Context: an optimization exercise on an open-source flow, tuned for small area. The choices shown serve that exercise and are no tape-out recipe.
Where RTL was checked, it was by simulation tests only, not by an equivalence proof against the original.
Some runs may be left out. An edit can pass the tests and still lose a function that they never use.
Only the layout flow was run in run 2; the RTL was not checked for function there.

[design/flow/design.v]
`timescale 1ns/1ps
`default_nettype none
module adder_1(a, b, c_in, sum, c_out);
input wire a, b, c_in;
output logic sum, c_out;
logic sum0;
logic sum1;
logic carry0;
logic carry1;
always_comb begin
  sum0 = a ^ b;
  sum = sum0 ^ c_in;
  carry0 = a & b;
  carry1 = sum0 & c_in;
  c_out = carry1 | carry0; 
end
endmodule
`timescale 1ns/1ps
`default_nettype none
module eight_input_adder(neighbors, sum);
input  wire [7:0] neighbors;
output logic [3:0] sum;
logic s1, c1, s2, c2, s3, c3, c4, s4, c5, c6;
adder_1 FA1 (.a(neighbors[0]), .b(neighbors[1]), .c_in(neighbors[2]), .sum(s1), .c_out(c1));
adder_1 FA2 (.a(neighbors[3]), .b(neighbors[4]), .c_in(neighbors[5]), .sum(s2), .c_out(c2));
adder_1 FA3 (.a(s1), .b(s2), .c_in(neighbors[6]), .sum(s3), .c_out(c3));
adder_1 HA1 (.a(s3), .b(neighbors[7]), .c_in(1'b0), .sum(sum[0]), .c_out(c4));
adder_1 FA4 (.a(c1), .b(c2), .c_in(c3), .sum(s4), .c_out(c5));
adder_1 HA2 (.a(s4), .b(c4), .c_in(1'b0), .sum(sum[1]), .c_out(c6));
adder_1 HA3 (.a(c5), .b(c6), .c_in(1'b0), .sum(sum[2]), .c_out(sum[3]));
endmodule
module equality_comparator(a, b, out);
input wire [3:0] a;
input wire [3:0] b;
output logic out;
logic [3:0] xor_out;
always_comb begin
    xor_out = a ^ b;
    out = ~xor_out[0] & ~xor_out[1] & ~xor_out[2] & ~xor_out[3];
end
endmodule
`default_nettype none
`timescale 1ns/1ps
module conway_cell(clk, rst, ena, state_0, state_d, state_q, neighbors);
input wire clk;
input wire rst;
input wire ena;
input wire state_0;
output logic state_d;
output logic state_q;
input wire [7:0] neighbors;
logic [3:0] sum;
eight_input_adder eight_input_adder_inst (.neighbors(neighbors), .sum(sum));
logic three_neighbors;
logic two_neighbors;
logic two_or_three_neighbors;
equality_comparator two_neighbors_comparator (.a(sum), .b(4'b0010), .out(two_neighbors));
equality_comparator three_neighbors_comparator (.a(sum), .b(4'b0011), .out(three_neighbors));
always_comb begin
	two_or_three_neighbors = three_neighbors | two_neighbors;
	state_d = (~ state_q & three_neighbors) | (state_q & two_or_three_neighbors);
end
always_ff @(posedge clk) begin : delay
	state_q <= rst ? state_0 : (ena ? state_d : state_q);
end 
endmodule
`default_nettype none  
module main(clk, rst, ena, state_0, cells);
parameter N = 16;  
parameter M = N + 2;  
input wire clk;
input wire rst;
input wire ena;
input wire [N*N-1:0] state_0;
output logic [N*N-1:0] cells;
wire [M*M-1:0] bordered_cells_q;  
wire [M*M-1:0] bordered_cells_d;
logic [M*M-1:0] bordered_cells_0;  
function int cell_index(int i, int j);
  cell_index = M*j + i;
endfunction
generate
  genvar i;
  genvar j;
  for (i = 0; i < M; i = i + 1) begin : cells_x
    for (j = 0; j < M; j = j + 1) begin : cells_y
      if ( (i > 0) && (i < (M-1)) && (j > 0) && (j < (M-1)) ) begin
        assign bordered_cells_0[cell_index(i, j)] = state_0[N*(j-1) + (i-1)];
        conway_cell CELL(
          .clk(clk), .rst(rst), .ena(ena),
          .neighbors({
            bordered_cells_q[cell_index(i-1, j-1)],
            bordered_cells_q[cell_index(i-1, j  )],
            bordered_cells_q[cell_index(i-1, j+1)],
            bordered_cells_q[cell_index(i  , j+1)],
            bordered_cells_q[cell_index(i+1, j+1)],
            bordered_cells_q[cell_index(i+1, j  )],
            bordered_cells_q[cell_index(i+1, j-1)],
            bordered_cells_q[cell_index(i  , j-1)]
          }),
          .state_0(bordered_cells_0[cell_index(i, j)]),
          .state_d(bordered_cells_d[cell_index(i, j)]),
          .state_q(bordered_cells_q[cell_index(i, j)])
        );
      end else begin  
        assign bordered_cells_0[cell_index(i,j)] = 1'b0;
        assign bordered_cells_q[cell_index(i,j)] = bordered_cells_0[cell_index(i,j)];
        assign bordered_cells_d[cell_index(i,j)] = 0;
      end
    end
  end
  for (i = 0; i < N; i = i + 1) begin : unborder
    always_comb begin
        cells[N*(i+1)-1:N*i] = bordered_cells_q[M*(i+2)-2:M*(i+1)+1];
    end
  end
endgenerate
endmodule
`default_nettype wire  
[design/flow/config.mk]
export PLATFORM = sky130hd
export DESIGN_NAME = main
export DESIGN_NICKNAME = main
export VERILOG_FILES = /design/flow/design.v
export SDC_FILE = /design/flow/constraint.sdc
export NUM_CORES = 4
export LEC_CHECK = 0
export CAP_MARGIN = 20
export CORE_MARGIN = 2
export CORE_UTILIZATION = 45
export PLACE_DENSITY = 0.6
export SLEW_MARGIN = 20
[design/flow/run.sh]
#!/bin/bash
# synth_recipe.tcl (not shown) runs the flow's synth.tcl, then flattens the netlist and writes it again
# the make line also repeats each setting of config.mk as NAME=value (left out here)
make -C /OpenROAD-flow-scripts/flow DESIGN_CONFIG=/design/flow/config.mk WORK_HOME=/design/flow/orfs CLKGATE_MAP_FILE= SYNTH_SCRIPT=/design/flow/synth_recipe.tcl finish
[design/flow/constraint.sdc]
create_clock -name core_clock -period 5.0 [get_ports {clk}]
set_input_delay 1.0000 -clock core_clock [delete_from_list [all_inputs] [get_ports {clk}]]
set_output_delay 1.0000 -clock core_clock [all_outputs]
set_load 0.01 [all_outputs]
Run 1, signal wires by layer:
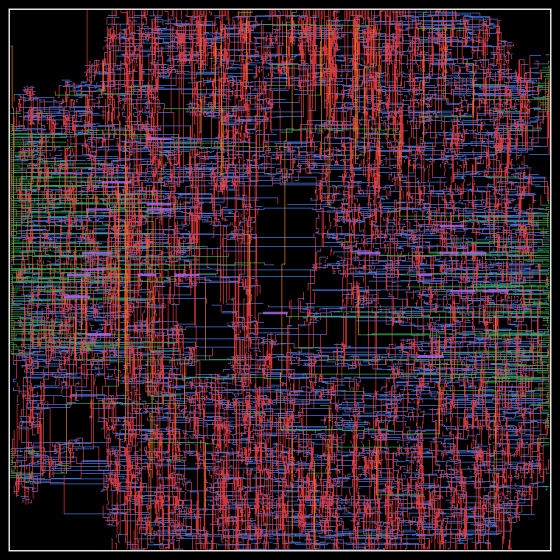
- metal 4: orange (wire length 3280 µm)
- metal 1: blue (wire length 50.0 mm)
- metal 5: purple (wire length 281 µm)
- metal 2: red (wire length 58.2 mm)
- metal 3: green (wire length 7920 µm)

Run 1, clock tree branches:
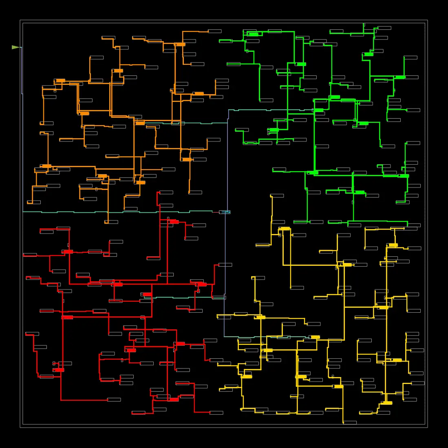
CTS HTree Levels: 2
Root Driver: clkbuf_16
total CTS buffers: 44
total number of sequential cells: 256
Sink Count: 256

==> impl_metrics.json, run 1 <==
{
  "synth-seq-cells": 256,
  "synth_warnings": 4,
  "multi_input_area_mm2": 0.0334,
  "dp_hpwl_um": 94600,
  "drc": 0,
  "antenna_found_initial": 35,
  "max-cap-violations": 0,
  "met1_length_um": 50000,
  "grt-ovfl-total": 0,
  "fin_crit_sh_pct": 72.4,
  "nFillCells": 10200,
  "slew_violations": 0,
  "rows": 122,
  "ys_async_sr_fraction_pct": 0,
  "synthSimpleGateAreaFrac_pct": 8.40,
  "r2r-end": "cells_x[7].cells_y[10].genblk1.CELL.state_q",
  "syn-num-nets": 6916,
  "final-setup-viol-count": 0,
  "cts_hold_buf": 0,
  "seqCellArea_mm2": 0.00769,
  "yosys.area_share.xor_xnor_pct": 0,
  "reg2reg_depth": 9,
  "syn_area_mm2": 0.0499,
  "io_buffers": 514,
  "first_pass_iters": 5,
  "setup-tns-final_ns": 0,
  "die_h_um": 337,
  "dieArea_mm2": 0.114,
  "clock.fmax_ghz": 0.276,
  "start_kind": "flip-flop",
  "clockBufferDepth": 3,
  "status": "timing/DRC/antenna clean",
  "drt_iter0_markers": 1184,
  "hold_depth": 2,
  "syn_area_per_cell_um2": 10.0,
  "top_regs": "cells_x.cells_y.genblk1.CELL.state_q (256)",
  "hp-start": "cells_x[16].cells_y[1].genblk1.CELL.state_q",
  "regMostFlops": "cells_x.cells_y.genblk1.CELL.state_q",
  "path_clk_slew_ns": 0.06,
  "final_nets": 7174,
  "grt_setup_unrepaired": "false",
  "highest_layer": "met5",
  "ant_nets": 0,
  "ys_types": 22,
  "vias_per_cell": 4.77,
  "crit_type": "reg2reg",
  "largest_register_ffs": 256,
  "hold_violations": 0,
  "synthCells": 4978,
  "synth_edf_count": 256,
  "grt_pass1_wl_um": 192000,
  "io_pins": 515,
  "ys_seq_area_share_pct": 15.4,
  "cp.arrival_ns": 4.09,
  "slew_headroom_pct": 41.5,
  "clk_latency_ns": 0.63,
  "cts_resized": 0,
  "num_vias": 32300,
  "cts_tree": "yes",
  "worstPathRequired_ns": 5.47,
  "syn2layout_area_growth_pct": 12.3,
  "hold_path_class": "reg2reg",
  "core_area_mm2": 0.110,
  "wl_met2_um": 58200,
  "synthAdderAreaFrac_pct": 55.6,
  "postCtsSetupRepairBufs": 0,
  "layout-drive-gt1-share_pct": 1.39,
  "grt_pass1_vias": 34000,
  "wl_met3_um": 7920,
  "synth_ff_type": "edfxtp_1",
  "start_util_pct": 45.2,
  "post_drt_wl_per_cell_um": 17.7,
  "fin_hold_ws_ns": 0.714,
  "die_w_um": 337,
  "whs_endpoint": "cells_x[16].cells_y[1].genblk1.CELL.state_q",
  "rrSetupSlack_ns": 1.38,
  "synth_top_family_by_area": "adder cells",
  "clock_skew_ns": 0.0288,
  "synth_compound_gate_area_share_pct": 2.90,
  "crit_path_start": "cells_x[8].cells_y[10].genblk1.CELL.state_q",
  "grtUsageTotal_pct": 22.1,
  "fin_crit_ns": 3.62,
  "synth.area.mux_share_pct": 0,
  "place_congestion": 0.845,
  "grt_max_degree": 176,
  "cp-endpoint": "cells_x[7].cells_y[10].genblk1.CELL.state_q",
  "endpoint_kind": "flip-flop",
  "cp_max_fo": 8,
  "worstMarginPinSlew_ns": 0.878,
  "r2r_start": "cells_x[8].cells_y[10].genblk1.CELL.state_q",
  "wl_um": 120000
}
Run 1, pin placement:
Pins as bars across the die edge, other pins in gray.
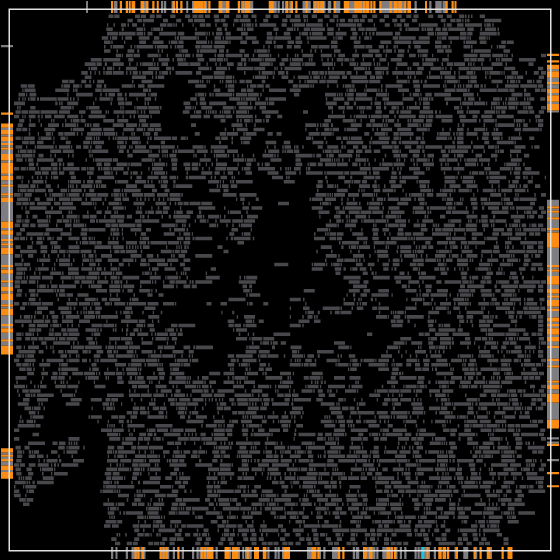
- `ena`: cyan (pins 1; direction input; edge bottom)
- `cells`: orange (pins 256; direction output; edge 69 top, 65 right, 63 left, 59 bottom)
- all pins by edge: 135 right, 132 top, 126 bottom, 122 left

==> run 1: metrics by stage <==
| stage | cells | util (%) | worst slack (ns) | instance area [µm²] |
|---|---|---|---|---|
| after global routing | 6757 | 50.8 | 1.16 | 56100 |
| final | 6763 | 50.8 | 1.38 | 56100 |
| after floorplan | 4978 | - | 1.23 | 49900 |
| after global placement | 6678 | 49.6 | 1.37 | 54800 |
| after CTS | 6752 | 50.8 | 1.33 | 56000 |
| after detailed placement | 6678 | 49.6 | 1.34 | 54800 |
==> run 1: worst max-delay path, cell delays in order, from the launching register on <==
cell      delay, ns
edfxtp_1       0.64
inv_1          0.23
fa_1           0.54
fa_1           0.45
fa_1           0.49
inv_1          0.05
ha_1           0.19
ha_1           0.26
or4b_1         0.51
o21ai_1        0.12
==> run 1: cells in the final DEF (no fill, tap or decap), types with 4 or more instances in the layout <==
cell type / n
a32o_1: 5
buf_12: 7
clkbuf_1: 13
clkbuf_16: 45
clkdlybuf4s50_1: 513
clkinv_1: 8
clkinv_2: 6
diode_2: 11
edfxtp_1: 256
fa_1: 900
ha_1: 779
inv_1: 1738
nand2_1: 248
nand2b_1: 5
nor2_1: 251
nor2b_1: 4
o21ai_1: 221
o21ai_2: 4
o41ai_1: 23
or4b_1: 220
or4b_4: 4
==> run 1: synth_stat cells, drive strengths merged, types with 7 or more instances <==
cell | instances | share of area, %
clkbuf | 7 | 0.053
edfxtp | 256 | 15
buf | 305 | 4.6
fa | 900 | 36
nor2 | 251 | 1.9
o21ai | 226 | 2.3
inv | 1738 | 13
or4b | 224 | 4.5
o41ai | 23 | 0.40
nand2 | 248 | 1.9
ha | 779 | 20
==> run 1: area by class of cell <==
cell class | count | share of cell area, %
multi-input combinational | 2672 | 59.6
timing repair buffer | 524 | 9.47
tap | 1488 | 3.32
clock inverter | 16 | 0.138
inverter | 1738 | 11.6
antenna | 11 | 0.0491
sequential | 256 | 13.7
clock buffer | 58 | 2.10
==> run 1: layer usage <==
layer  vias up  GRT usage (%)
li1      15200              -
met4        42           5.94
met2       524           37.3
met5         -              0
met3       159           5.50
met1     16300           28.3
Run 1, signal wires on met3:
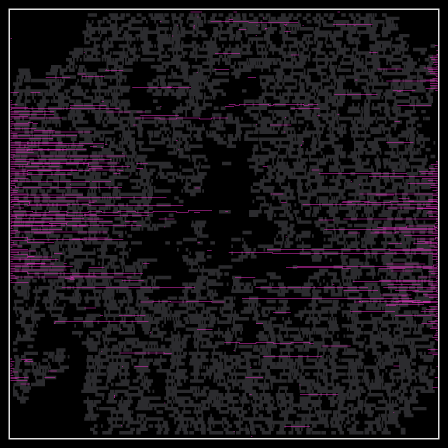

==> run 1 -> run 2 <==
==> design/flow/design.v (replaced) <==
`default_nettype none
module adder_1(a, b, c_in, sum, c_out);
input wire a, b, c_in;
output logic sum, c_out;
assign sum = a ^ b ^ c_in;
assign c_out = (a & b) | (a & c_in) | (b & c_in);
endmodule
`default_nettype wire
`default_nettype none
module conway_cell(rst, ena, state_0, state_q, s0, k, v0, v1, state_d);
input wire rst, ena, state_0, state_q;
input wire s0, k, v0, v1;
output logic state_d;
logic nxt;
assign nxt = s0 ? ((v0 ^ k) & ~v1) : (state_q & (v1 ? ~(v0 | k) : (v0 & k)));
assign state_d = rst ? state_0 : (ena ? nxt : state_q);
endmodule
`default_nettype wire
`default_nettype none
module main(clk, rst, ena, state_0, cells);
parameter N = 16;
input wire clk;
input wire rst;
input wire ena;
input wire [N*N-1:0] state_0;
output logic [N*N-1:0] cells;
logic [(N+2)*N-1:0] t0, t1;
logic [N*N-1:0] s0, k, v0, v1, nxt;
genvar x, y;
generate
  for (y = 0; y < N; y = y + 1) begin : g_row
    assign t0[(N+2)*y] = 1'b0;
    assign t1[(N+2)*y] = 1'b0;
    assign t0[(N+2)*y + N+1] = 1'b0;
    assign t1[(N+2)*y + N+1] = 1'b0;
    for (x = 0; x < N; x = x + 1) begin : g_col
      if (y == 0) begin : g_top
        assign t0[(N+2)*y + x+1] = cells[N*y + x] ^ cells[N*(y+1) + x];
        assign t1[(N+2)*y + x+1] = cells[N*y + x] & cells[N*(y+1) + x];
      end else if (y == N-1) begin : g_bot
        assign t0[(N+2)*y + x+1] = cells[N*(y-1) + x] ^ cells[N*y + x];
        assign t1[(N+2)*y + x+1] = cells[N*(y-1) + x] & cells[N*y + x];
      end else begin : g_mid
        adder_1 vsum (.a(cells[N*(y-1) + x]), .b(cells[N*y + x]), .c_in(cells[N*(y+1) + x]),
                      .sum(t0[(N+2)*y + x+1]), .c_out(t1[(N+2)*y + x+1]));
      end
    end
  end
  for (y = 0; y < N; y = y + 1) begin : g_cy
    for (x = 0; x < N; x = x + 1) begin : g_cx
      localparam int L = (N+2)*y + x;
      localparam int I = N*y + x;
      if (x == 0) begin : g_left
        assign s0[I] = t0[L+1] ^ t0[L+2];
        assign k[I] = t0[L+1] & t0[L+2];
        assign v0[I] = t1[L+1] ^ t1[L+2];
        assign v1[I] = t1[L+1] & t1[L+2];
      end else if (x == N-1) begin : g_right
        assign s0[I] = t0[L] ^ t0[L+1];
        assign k[I] = t0[L] & t0[L+1];
        assign v0[I] = t1[L] ^ t1[L+1];
        assign v1[I] = t1[L] & t1[L+1];
      end else begin : g_mid
        adder_1 hsum0 (.a(t0[L]), .b(t0[L+1]), .c_in(t0[L+2]), .sum(s0[I]), .c_out(k[I]));
        adder_1 hsum1 (.a(t1[L]), .b(t1[L+1]), .c_in(t1[L+2]), .sum(v0[I]), .c_out(v1[I]));
      end
      conway_cell rule (.rst(rst), .ena(ena), .state_0(state_0[I]), .state_q(cells[I]),
                        .s0(s0[I]), .k(k[I]), .v0(v0[I]), .v1(v1[I]), .state_d(nxt[I]));
    end
  end
endgenerate
always_ff @(posedge clk)
  cells <= nxt;
endmodule
`default_nettype wire
--- a/design/flow/config.mk
+++ b/design/flow/config.mk
@@ -10,3 +10,4 @@
 export CORE_UTILIZATION = 45
 export PLACE_DENSITY = 0.6
 export SLEW_MARGIN = 20
+export SYNTH_HIERARCHICAL = 1
Run 2, signal wires on met3:
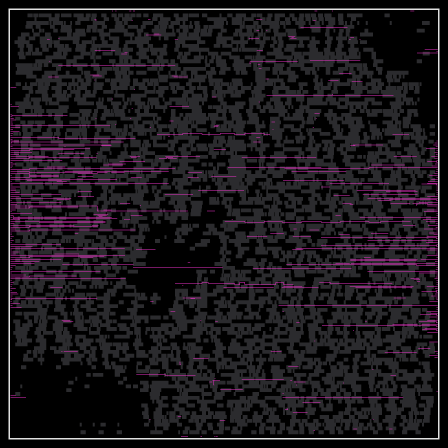
- share of all routed wire: 6.1%
- nets with wire on the layer: 329
- longest straight run: 113 µm

Run 2, pin placement:
Pins as bars across the die edge, other pins in gray.
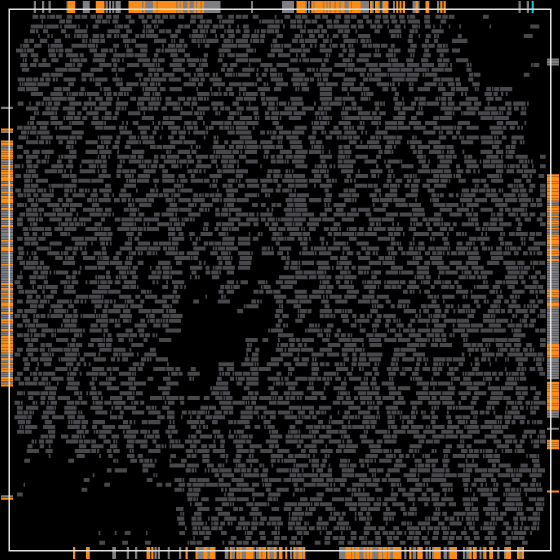
- `ena`: cyan (pins 1; direction input; edge top)
- `cells`: orange (pins 256; direction output; edge 77 top, 74 bottom, 55 right, 50 left)

Run 2, clock tree branches:
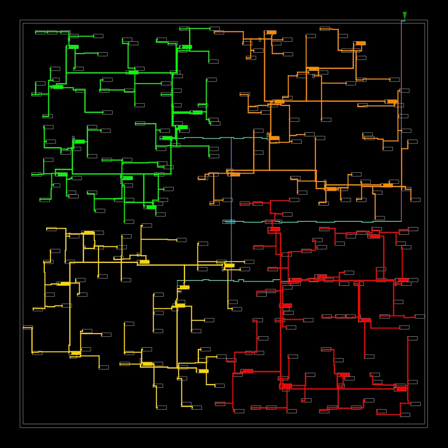
total CTS buffers: 41

Run 2, zoomed window:
Bar = 10 µm. Region (56, 56) to (96, 96) µm. Cells in gray, sequential cells in the stronger gray; small squares are vias.
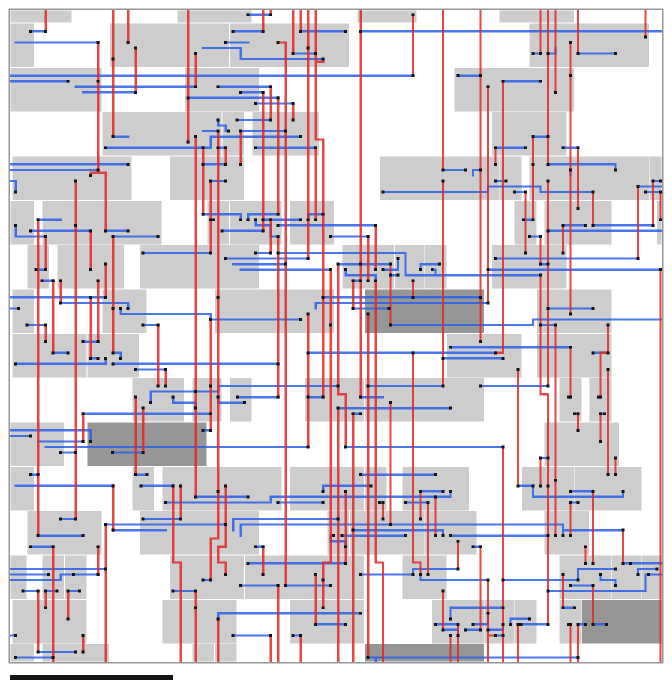
- metal 1: blue
- metal 2: red
- most frequent: inv_1 (18), ha_1 (16), fa_1 (16)
- sequential cells in the window: 3
- netlist names of flops here include: `cells` (3)
- cells with their middle in the window: 75

==> impl_metrics.json, run 2 <==
{
  "cts-root-buf": "clkbuf_16",
  "largest_register_ffs": 256,
  "layout-drive-gt1-share_pct": 1.58,
  "cp.arrival_ns": 1.97,
  "syn_area_per_cell_um2": 10.6,
  "fin_crit_ns": 2.97,
  "final-setup-viol-count": 0,
  "crit_chain": "clkdlybuf4s50_1",
  "post_drt_wl_per_cell_um": 19.7,
  "worst-path-buf-inv": 1,
  "slew_headroom_pct": 37.5,
  "final_area_mm2": 0.0487,
  "clockBufferDepth": 3,
  "grt_max_degree": 127,
  "clock_skew_ns": 0.0240,
  "final_nets": 5948,
  "die_h_um": 304,
  "num_vias": 29800,
  "path_clk_slew_ns": 0.05,
  "grt_setup_unrepaired": "false",
  "layout_commonest_cell": "inv_1",
  "synth_top_cell_area_share_pct": 33.1,
  "yosysTopAreaCell": "fa_1",
  "synth-seq-cells": 256,
  "multi_input_area_mm2": 0.0316,
  "clock.fmax_ghz": 0.337,
  "synthTopCellsByCount": "inv_1, fa_1, ha_1",
  "synth_ff_type": "dfxtp_1",
  "grt_pass1_vias": 31600,
  "vias_per_cell": 5.30,
  "clk_latency_ns": 0.58,
  "start_util_pct": 45.2,
  "setup-tns-final_ns": 0,
  "cts_tree": "yes",
  "first_pass_iters": 7,
  "crit_type": "reg2out",
  "worstPathRequired_ns": 4.00,
  "die_w_um": 304,
  "nFillCells": 7986,
  "place_area_mm2": 0.0474,
  "rows": 110,
  "grt-ovfl-total": 0,
  "cts_max_level": 2,
  "fin_hold_ws_ns": 0.591,
  "synthCells": 3840,
  "final_cell_mix": "inv_1, fa_1, ha_1, clkdlybuf4s50_1",
  "slew_violations": 0,
  "grtUsageTotal_pct": 24.6,
  "top_regs": "cells (256)",
  "ys_async_sr_fraction_pct": 0,
  "syn-num-nets": 5379,
  "dp_hpwl_um": 91000,
  "yosysMostFrequentCell": "inv_1",
  "wl_um": 111000,
  "path_delay_family": "buffers and inverters",
  "synth_warnings": 7,
  "clock_sink_count": 256,
  "endpoint_kind": "output port",
  "postCtsSetupRepairBufs": 0,
  "drt_iter0_markers": 1544,
  "fin_crit_sh_pct": 59.4,
  "start_kind": "flip-flop",
  "fin_util_pct": 54.3,
  "pre_cts_slack_ns": 2.34,
  "synth_edf_count": 0,
  "syn2layout_area_growth_pct": 19.9,
  "syn_area_mm2": 0.0406,
  "ys_seq_area_share_pct": 12.6,
  "io_buffers": 514,
  "drc": 0,
  "hold_violations": 0,
  "core_area_mm2": 0.0897,
  "antenna_found_initial": 38,
  "cp_max_fo": 6,
  "hold_path_class": "reg2reg",
  "cts_hold_buf": 0,
  "ant_nets": 0,
  "cts_resized": 0,
  "grt_pass1_wl_um": 179000,
  "io_pins": 515,
  "synth.area.top_cells": "fa_1, ha_1, dfxtp_1, inv_1, mux2_1",
  "seqCellArea_mm2": 0.00512,
  "cp_slowest_cell": "clkdlybuf4s50_1",
  "finalWorstSetupSlack_ns": 2.03,
  "dieArea_mm2": 0.0926,
  "worstMarginPinSlew_ns": 0.938,
  "max-cap-violations": 0,
  "ys_types": 9,
  "regMostFlops": "cells",
  "place_congestion": 0.845,
  "max_stage_delay_ns": 0.76,
  "status": "timing/DRC/antenna clean"
}
## run 2: metal layers
metal | wire length (µm) | vias up | track usage, % | part of all wire (%)
li1 | - | 14300 | - | -
met1 | 47000 | 14800 | 31.5 | 43
met2 | 54000 | 537 | 41.7 | 49
met3 | 6720 | 151 | 5.67 | 6.1
met4 | 2530 | 48 | 6.16 | 2.3
met5 | 300 | - | 0 | 0.27
## run 2: area by class of cell
| cell class | count | area share, % |
|---|---|---|
| antenna | 14 | 0.0719 |
| inverter | 1024 | 7.89 |
| clock buffer | 66 | 2.53 |
| multi-input combinational | 2560 | 65.0 |
| sequential | 256 | 10.5 |
| clock inverter | 4 | 0.0565 |
| timing repair buffer | 526 | 11.0 |
| tap | 1176 | 3.02 |
## run 2: final timing paths
kind,startpoint,to,slack [ns],depth (start not counted)
worst max-delay path,cells[164],cells[164],2.03,1
worst min-delay path,cells[244],cells[244],0.59,2
worst max register to register,cells[135],cells[120],2.41,6
worst min register to register,cells[244],cells[244],0.59,2
## run 2: per-module statistics from Yosys, one instance, submodules excluded
module | flip-flops and latches | cells inside
main | 256 | 352
adder_1 | 0 | 1
conway_cell | 0 | 11
## run 2: through the flow
| stage | instances |
|---|---|
| 2_1_floorplan | 3840 |
| 6_report | 5626 |
| 3_5_place_dp | 5542 |
| 4_1_cts | 5612 |
| 5_1_grt | 5620 |
| 3_3_place_gp | 5542 |
## run 2: cells by family after synthesis
group           after synthesis  share of synthesized area [%]
fa+ha+maj                  1280                           51.9
compound gates              512                           8.68
buf+inv                    1024                           9.47
mux                         256                           7.10
simple gates                512                           10.3
flops                       256                           12.6
Run 2, track usage over the die:
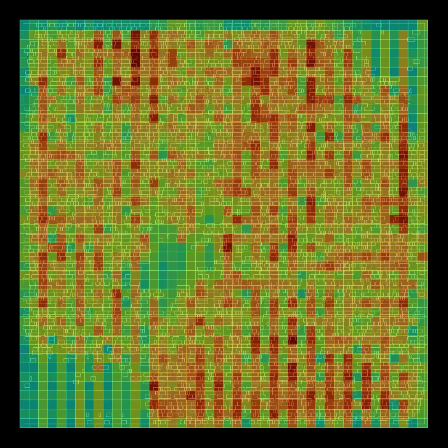

==> run 2 -> run 3 <==
--- a/design/flow/design.v
+++ b/design/flow/design.v
@@ -7,13 +7,13 @@
 endmodule
 `default_nettype wire
 `default_nettype none
-module conway_cell(rst, ena, state_0, state_q, s0, k, v0, v1, state_d);
-input wire rst, ena, state_0, state_q;
+module conway_cell(ld, st, hd, state_0, state_q, s0, k, v0, v1, state_d);
+input wire ld, st, hd, state_0, state_q;
 input wire s0, k, v0, v1;
 output logic state_d;
 logic nxt;
 assign nxt = s0 ? ((v0 ^ k) & ~v1) : (state_q & (v1 ? ~(v0 | k) : (v0 & k)));
-assign state_d = rst ? state_0 : (ena ? nxt : state_q);
+assign state_d = (ld & state_0) | (st & nxt) | (hd & state_q);
 endmodule
 `default_nettype wire
 `default_nettype none
@@ -26,6 +26,10 @@
 output logic [N*N-1:0] cells;
 logic [(N+2)*N-1:0] t0, t1;
 logic [N*N-1:0] s0, k, v0, v1, nxt;
+logic ld, st, hd;
+assign ld = rst;
+assign st = ~rst & ena;
+assign hd = ~rst & ~ena;
 genvar x, y;
 generate
   for (y = 0; y < N; y = y + 1) begin : g_row
@@ -64,7 +68,7 @@
         adder_1 hsum0 (.a(t0[L]), .b(t0[L+1]), .c_in(t0[L+2]), .sum(s0[I]), .c_out(k[I]));
         adder_1 hsum1 (.a(t1[L]), .b(t1[L+1]), .c_in(t1[L+2]), .sum(v0[I]), .c_out(v1[I]));
       end
-      conway_cell rule (.rst(rst), .ena(ena), .state_0(state_0[I]), .state_q(cells[I]),
+      conway_cell rule (.ld(ld), .st(st), .hd(hd), .state_0(state_0[I]), .state_q(cells[I]),
                         .s0(s0[I]), .k(k[I]), .v0(v0[I]), .v1(v1[I]), .state_d(nxt[I]));
     end
   end
Run 3, track usage over the die:
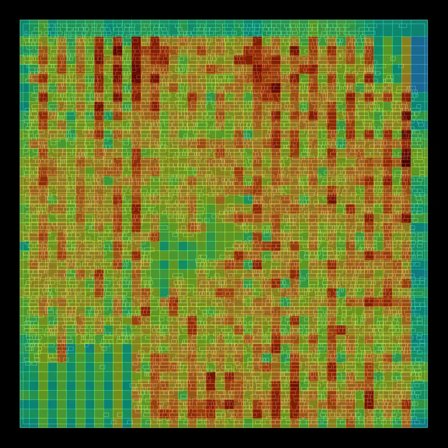
global-route usage over all layers: 25.1%
met3 Usage GRT: 6.02%

Run 3, zoomed window:
Bar = 10 µm. Region (56, 56) to (96, 96) µm. Cells in gray, sequential cells in the stronger gray; small squares are vias.
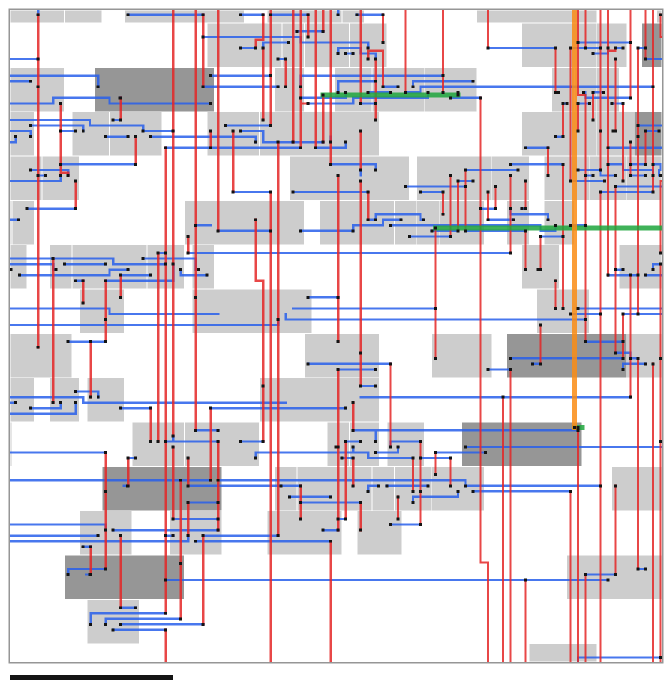
- metal 3: green
- metal 4: orange
- metal 1: blue
- metal 2: red
- sequential cells in the window: 5
- cells with their middle in the window: 74
- most frequent: inv_1 (14), ha_1 (10), a31o_1 (7)
- netlist names of flops here include: `cells` (5)

==> impl_metrics.json, run 3 <==
{
  "status": "timing/DRC/antenna clean",
  "die_h_um": 302,
  "synth-seq-cells": 256,
  "final-setup-viol-count": 0,
  "max_stage_delay_ns": 0.76,
  "final_area_mm2": 0.0480,
  "grt_max_degree": 155,
  "first_pass_iters": 5,
  "grt_pass1_vias": 31300,
  "path_clk_slew_ns": 0.05,
  "num_vias": 29800,
  "finalWorstSetupSlack_ns": 1.97,
  "core_area_mm2": 0.0882,
  "post_drt_wl_per_cell_um": 19.8,
  "r2r_start": "cells[147]",
  "cts-root-buf": "clkbuf_16",
  "cp-endpoint": "cells[147]",
  "syn2layout_area_growth_pct": 20.2,
  "crit_type": "reg2out",
  "clock.fmax_ghz": 0.330,
  "drc": 0,
  "start_kind": "flip-flop",
  "worst-path-buf-inv": 1,
  "postCtsSetupRepairBufs": 0,
  "synth_edf_count": 0,
  "hold_violations": 0,
  "clock_sink_count": 256,
  "place_congestion": 0.851,
  "vias_per_cell": 5.31,
  "setup-tns-final_ns": 0,
  "top_regs": "cells (256)",
  "fin_crit_ns": 3.03,
  "cts_hold_buf": 0,
  "endpoint_kind": "output port",
  "crit_chain": "clkdlybuf4s50_1",
  "grt-ovfl-total": 0,
  "max-cap-violations": 0,
  "slew_violations": 0,
  "cp_max_fo": 6,
  "hold_path_class": "reg2reg",
  "crit_path_start": "cells[147]",
  "instances_no_fill": 5617,
  "synth_top_cell_area_share_pct": 33.7,
  "pre_cts_slack_ns": 2.18,
  "final_cell_mix": "inv_1, fa_1, ha_1, clkdlybuf4s50_1",
  "syn-num-nets": 5381,
  "worstMarginPinSlew_ns": 1.08,
  "yosysMostFrequentCell": "inv_1",
  "reg2reg_depth": 7,
  "final_nets": 5944,
  "synthCells": 3842,
  "path_delay_family": "buffers and inverters",
  "placed_cells": 5528,
  "cts_resized": 0,
  "hp-start": "cells[241]",
  "syn_area_per_cell_um2": 10.4,
  "synth.area.top_cells": "fa_1, ha_1, dfxtp_1, inv_1, a22o_1",
  "grt_setup_unrepaired": "false",
  "dieArea_mm2": 0.0912,
  "syn_area_mm2": 0.0400,
  "wl_um": 111000,
  "yosysTopAreaCell": "fa_1",
  "cts_tree": "yes",
  "rows": 109,
  "ys_async_sr_fraction_pct": 0,
  "start_util_pct": 45.3,
  "fin_hold_ws_ns": 0.695,
  "largest_register_ffs": 256,
  "die_w_um": 302,
  "synth_ff_type": "dfxtp_1",
  "fin_crit_sh_pct": 60.6,
  "clk_latency_ns": 0.59,
  "fin_util_pct": 54.4,
  "layout_commonest_cell": "inv_1",
  "antenna_found_initial": 37,
  "worstPathRequired_ns": 4.00,
  "clock_skew_ns": 0.0362,
  "layout-drive-gt1-share_pct": 1.56,
  "drt_iter0_markers": 1045,
  "crit_cells": 1,
  "ant_nets": 0,
  "clockBufferDepth": 3,
  "cp_slowest_cell": "clkdlybuf4s50_1",
  "synth_warnings": 7,
  "grt_pass1_wl_um": 178000,
  "ys_seq_area_share_pct": 12.8,
  "slew_headroom_pct": 27.9,
  "io_buffers": 514,
  "synthTopCellsByCount": "inv_1, fa_1, ha_1",
  "cp.arrival_ns": 2.03,
  "regMostFlops": "cells",
  "cts_max_level": 2,
  "place_area_mm2": 0.0467,
  "rrSetupSlack_ns": 2.36,
  "dp_hpwl_um": 89600,
  "io_pins": 515,
  "ys_types": 12,
  "r2r-end": "cells[132]"
}
Run 3, clock tree branches:
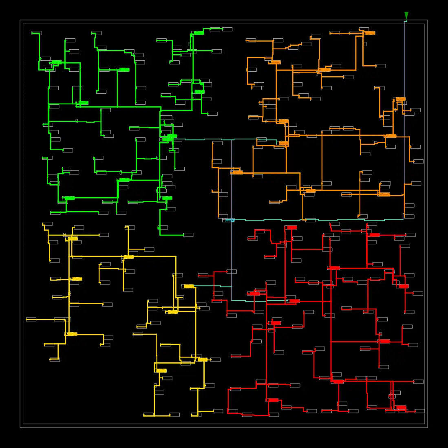
total CTS buffers: 40

Run 3, pin placement:
Pins as bars across the die edge, other pins in gray.
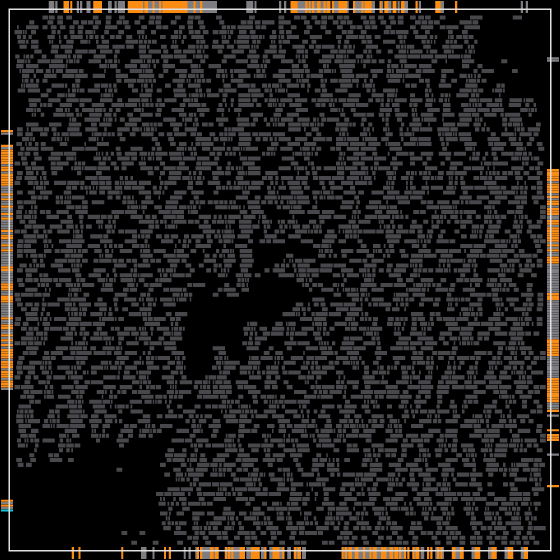
- `ena`: cyan (pins 1; direction input; edge left)
- `cells`: orange (pins 256; direction output; edge 75 top, 73 bottom, 54 right, 54 left)

[run 3: cell types whose count changed after synthesis]
cell | before | now
and2b_1 | 0 | 256
nor2b_4 | 0 | 1
nand4b_1 | 256 | 0
nand2b_1 | 0 | 256
nor2_1 | 0 | 1
mux2_1 | 256 | 0
a22o_1 | 0 | 256
a31o_1 | 0 | 256
a32oi_1 | 256 | 0
inv_1 | 1024 | 768
a21oi_1 | 256 | 0
o22ai_1 | 0 | 256
nand3b_1 | 256 | 0
o21ai_0 | 0 | 256
[run 3: cell families (layout without fill, tap and decap cells)]
group	count (synthesis)	in the layout	synth area share, %
AOI/OAI and AO/OA	1024	1024	18.4
other	0	18	0
DFF	256	256	12.8
buffers and inverters	768	1360	7.21
and+or+nand+nor	514	514	8.86
adders and majority gates	1280	1280	52.7
[run 3: how the worst min path moves through the flow]
stage / endpoint / slack, ns / cells after the start
floorplan: cells[240] / 0.67 / 2
global placement: cells[243] / 0.67 / 2
detailed placement: cells[245] / 0.66 / 2
CTS: cells[246] / 0.68 / 2
global route: cells[243] / 0.73 / 2
finish: cells[241] / 0.69 / 2
[run 3: routing by layer]
layer | wire [µm] | GRT usage, % | vias to the layer above
li1 | - | - | 14300
met1 | 46600 | 31.6 | 14800
met2 | 54400 | 42.9 | 508
met3 | 6680 | 6.02 | 179
met4 | 3270 | 7.57 | 40
met5 | 252 | 0 | -
[run 3: modules after synthesis (local to each module, per instance)]
module | copies in the design | cells inside | flip-flops and latches | cell area, µm²
conway_cell | 256 | 11 | 0 | 78.8
main | 1 | 354 | 256 | 6340
adder_1 | 672 | 1 | 0 | 20.0
[run 3: worst register-to-register path, cell delays in order, from the launching register on]
cell and delay, ns:
dfxtp_1 0.69, fa_1 0.62, fa_1 0.48, inv_1 0.07, ha_1 0.22, and2b_1 0.18
o22ai_1 0.07, a31o_1 0.20
[run 3: cell type report]
| type | instances | area, µm² |
|---|---|---|
| Clock buffer | 64 | 1230 |
| Fill cell | 7905 | 40200 |
| Multi-Input combinational cell | 2818 | 32000 |
| Inverter | 768 | 2880 |
| Sequential cell | 256 | 5120 |
| Antenna cell | 18 | 45.0 |
| Clock inverter | 7 | 48.8 |
| Timing Repair Buffer | 521 | 5270 |
| Tap cell | 1165 | 1460 |
Run 3, signal wires by layer:
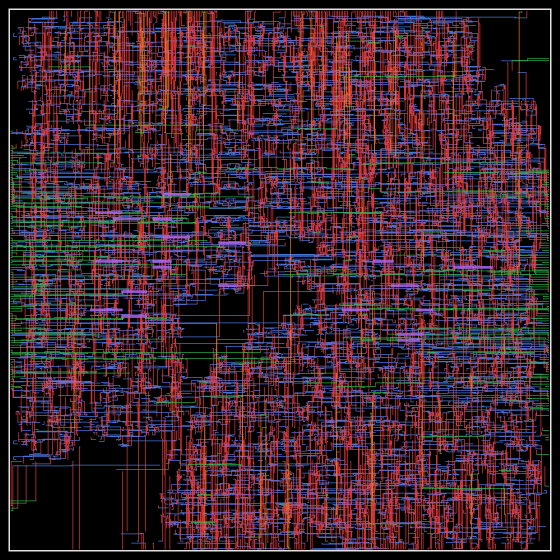

==> run 3 -> run 4 <==
--- a/design/flow/design.v
+++ b/design/flow/design.v
@@ -7,13 +7,53 @@
 endmodule
 `default_nettype wire
 `default_nettype none
+module gate_a21oi(a1, a2, b1, y);
+input wire a1, a2, b1;
+output logic y;
+assign y = ~((a1 & a2) | b1);
+endmodule
+module gate_o21ai(a1, a2, b1, y);
+input wire a1, a2, b1;
+output logic y;
+assign y = ~((a1 | a2) & b1);
+endmodule
+module gate_nand4b(a_n, b, c, d, y);
+input wire a_n, b, c, d;
+output logic y;
+assign y = ~(~a_n & b & c & d);
+endmodule
+module gate_o2111ai(a1, a2, b1, c1, d1, y);
+input wire a1, a2, b1, c1, d1;
+output logic y;
+assign y = ~((a1 | a2) & b1 & c1 & d1);
+endmodule
+module gate_o211ai(a1, a2, b1, c1, y);
+input wire a1, a2, b1, c1;
+output logic y;
+assign y = ~((a1 | a2) & b1 & c1);
+endmodule
+module gate_a22oi(a1, a2, b1, b2, y);
+input wire a1, a2, b1, b2;
+output logic y;
+assign y = ~((a1 & a2) | (b1 & b2));
+endmodule
+`default_nettype wire
+`default_nettype none
 module conway_cell(ld, st, hd, state_0, state_q, s0, k, v0, v1, state_d);
 input wire ld, st, hd, state_0, state_q;
 input wire s0, k, v0, v1;
 output logic state_d;
-logic nxt;
-assign nxt = s0 ? ((v0 ^ k) & ~v1) : (state_q & (v1 ? ~(v0 | k) : (v0 & k)));
-assign state_d = (ld & state_0) | (st & nxt) | (hd & state_q);
+logic n_kv_or_v1;    
+logic n_kv_and_v1;   
+logic n_four;        
+logic n_three;       
+logic n_hold_load;   
+gate_a21oi  g1 (.a1(k), .a2(v0), .b1(v1), .y(n_kv_or_v1));
+gate_o21ai  g2 (.a1(k), .a2(v0), .b1(v1), .y(n_kv_and_v1));
+gate_nand4b g3 (.a_n(s0), .b(n_kv_and_v1), .c(state_q), .d(st), .y(n_four));
+gate_o2111ai g4 (.a1(k), .a2(v0), .b1(s0), .c1(n_kv_or_v1), .d1(st), .y(n_three));
+gate_a22oi  g5 (.a1(hd), .a2(state_q), .b1(ld), .b2(state_0), .y(n_hold_load));
+gate_o211ai g6 (.a1(n_kv_or_v1), .a2(n_four), .b1(n_three), .c1(n_hold_load), .y(state_d));
 endmodule
 `default_nettype wire
 `default_nettype none
Run 4, signal wires by layer:
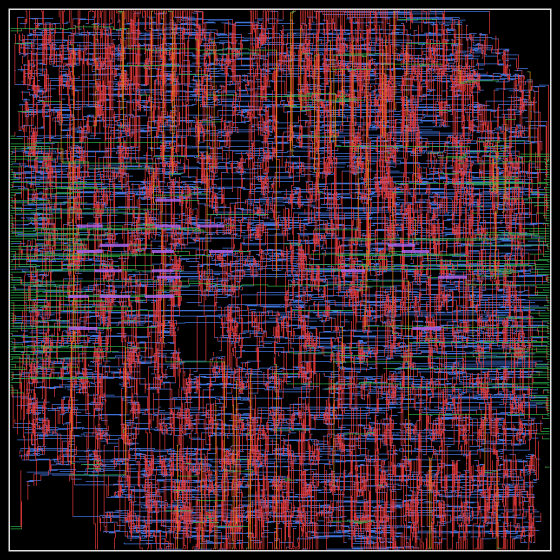
- metal 3: green (wire length 6860 µm)
- metal 5: purple (wire length 246 µm)
- metal 2: red (wire length 56.7 mm)
- metal 4: orange (wire length 3730 µm)
- metal 1: blue (wire length 46.9 mm)

Run 4, zoomed window:
Bar = 10 µm. Region (52, 52) to (92, 92) µm. Cells in gray, sequential cells in the stronger gray; small squares are vias.
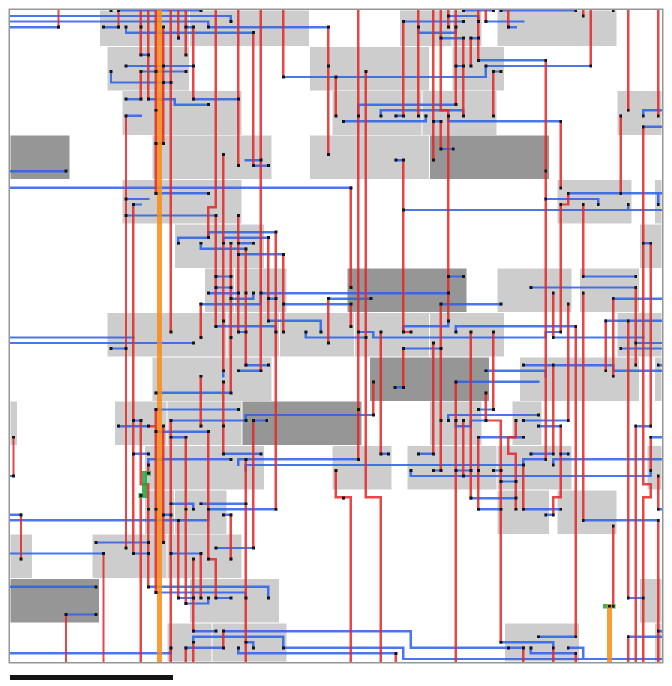
- metal 3: green
- metal 4: orange
- metal 2: red
- metal 1: blue
- netlist names of flops here include: `cells` (5)
- most frequent: fa_1 (8)
- sequential cells in the window: 5
- cells with their middle in the window: 52

==> impl_metrics.json, run 4 <==
{
  "cp_max_fo": 6,
  "grt_setup_unrepaired": "false",
  "wl_um": 115000,
  "cts_tree": "yes",
  "final-setup-viol-count": 0,
  "cts_hold_buf": 0,
  "clockBufferDepth": 3,
  "path_delay_family": "flip-flops",
  "cts_resized": 0,
  "syn-num-nets": 3589,
  "io_buffers": 514,
  "cts-root-buf": "clkbuf_16",
  "post_drt_wl_per_cell_um": 27.2,
  "cp.arrival_ns": 1.99,
  "yosysMostFrequentCell": "fa_1",
  "whs_endpoint": "cells[3]",
  "vias_per_cell": 6.45,
  "instances_no_fill": 4217,
  "r2r_start": "cells[145]",
  "dieArea_mm2": 0.0819,
  "syn_area_per_cell_um2": 14.0,
  "hold_depth": 2,
  "rows": 103,
  "placed_cells": 4141,
  "worst-path-buf-inv": 1,
  "layout-drive-gt1-share_pct": 34.7,
  "cts_max_level": 2,
  "ant_nets": 0,
  "ys_seq_area_share_pct": 14.3,
  "drc": 0,
  "status": "timing/DRC/antenna clean",
  "dp_hpwl_um": 91000,
  "syn_area_mm2": 0.0358,
  "first_pass_iters": 5,
  "rrSetupSlack_ns": 2.56,
  "layout_commonest_cell": "fa_1",
  "die_h_um": 286,
  "die_w_um": 286,
  "regMostFlops": "cells",
  "hold_violations": 0,
  "num_vias": 27200,
  "synth_ff_type": "dfxtp_1",
  "slew_violations": 0,
  "path_clk_slew_ns": 0.06,
  "drt_iter0_markers": 1310,
  "cp_slowest_cell": "dfxtp_1",
  "max-cap-violations": 0,
  "clock_sink_count": 256,
  "crit_chain": "clkdlybuf4s50_1",
  "synth_top_cell_area_share_pct": 37.6,
  "worstMarginPinSlew_ns": 1.04,
  "final_cell_mix": "fa_1, clkdlybuf4s50_1",
  "start_util_pct": 45.4,
  "grt_max_degree": 141,
  "ys_async_sr_fraction_pct": 0,
  "fin_crit_ns": 2.99,
  "yosysTopAreaCell": "fa_1",
  "slew_headroom_pct": 30.4,
  "core_area_mm2": 0.0789,
  "synth.area.top_cells": "fa_1, dfxtp_1, o2111ai_2, a22oi_2, o211ai_2",
  "synth_edf_count": 0,
  "clock_skew_ns": 0.0240,
  "synth_warnings": 7
}
Run 4, clock tree branches:
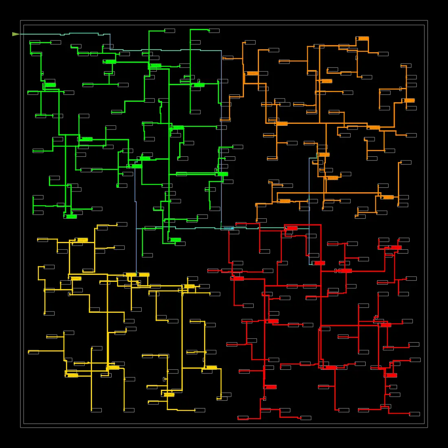
total CTS buffers: 41

Run 4, pin placement:
Pins as bars across the die edge, other pins in gray.
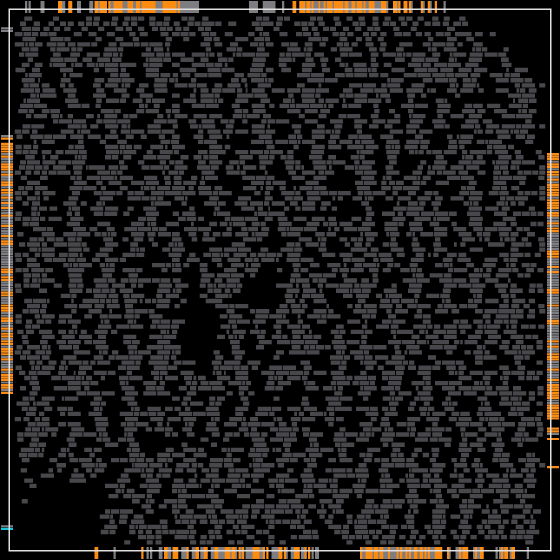
- `cells`: orange (pins 256; direction output; edge 79 top, 73 bottom, 55 right, 49 left)
- `ena`: cyan (pins 1; direction input; edge left)

[run 4: routing by layer]
metal | global-route usage (%) | share of wire [%] | vias to the layer above
met5 | 0 | 0.21 | -
met1 | 36.3 | 41 | 14400
met4 | 9.16 | 3.3 | 40
met2 | 47.3 | 50 | 627
met3 | 6.27 | 6.0 | 198
li1 | - | - | 12000
[run 4: worst max path at each step]
stage / cells after the start / from / slack (ns) / end
floorplan: 3 / ena / -4.27 / cells[0]
global placement: 6 / ena / 1.87 / cells[150]
detailed placement: 6 / ena / 1.78 / cells[138]
CTS: 1 / cells[144] / 1.92 / cells[144]
global route: 1 / cells[144] / 1.89 / cells[144]
finish: 1 / cells[144] / 2.01 / cells[144]
[run 4: area by class of cell]
type	instances	area [µm²]
repair buffers	529	5380
flip-flops and latches	256	5120
multi-input cells	2306	30700
diodes	6	15.0
clock inverters	4	48.8
fillers	6475	35000
clock buffers	66	1250
well taps	1050	1310
[run 4: cells by family after synthesis]
logic type                 count (synthesis)  share of synthesized area [%]
AOI/OAI and AO/OA                       1280                           38.5
DFF                                      256                           14.3
adders and majority gates                768                           40.9
and+or+nand+nor                          258                           6.31
[run 4: worst reg2reg max path: stages (launching register included)]
cell	delay, ns
dfxtp_1	0.72
fa_1	0.63
fa_1	0.53
a21oi_2	0.24
o2111ai_2	0.16
o211ai_2	0.10
[run 4: modules after synthesis (local to each module, per instance), a selection]
module	flops+latches	times used
gate_o2111ai	0	256
gate_a22oi	0	256
main	256	1
adder_1	0	672
gate_o211ai	0	256
gate_a21oi	0	256
gate_nand4b	0	256
gate_o21ai	0	256
[run 4: stage by stage]
step                      setup TNS, ns  area [µm²]  worst slack [ns]
after floorplan                -1093.07       35800             -4.27
after global placement                0       42500              1.87
after detailed placement              0       42500              1.78
after CTS                             0       43800              1.92
after global routing                  0       43800              1.89
final                                 0       43800              2.01

==> port drivers added, routing unchanged <==
How much do the figures lean on ideal ports? The routed layouts below were timed once more, with nothing changed but the port constraints.
Step 1 sets driving cells, clkbuf_16 on the clock port and buf_2 on the other inputs (assumed; they add their load-dependent delay and slew).
Step 2 times the ports against the registers' clock, not the clock port: input delays grow and output delays shrink by t, the midpoint of the rising clock arrivals with the driver on.
a / b / c = ideal / step 1 / step 2; a / b = the first two.
run	t (ns)	setup WS [ns]	hold slack, ns	cell pins on the clock port's net
run 1	0.684	1.382 / 1.382 / 1.382	0.714 / 0.714 / 0.714	1
run 2	0.633	2.032 / 1.963 / 2.265	0.591 / 0.591 / 0.591	1
run 3	0.639	1.969 / 1.900 / 2.002	0.695 / 0.695 / 0.695	1
run 4	0.641	2.007 / 1.936 / 1.702	0.638 / 0.638 / 0.638	1
After both steps setup and hold are still met in every run listed. The setup slack of run 4, which loses most, moves by -0.071 ns with the drivers and by -0.305 ns with both steps.
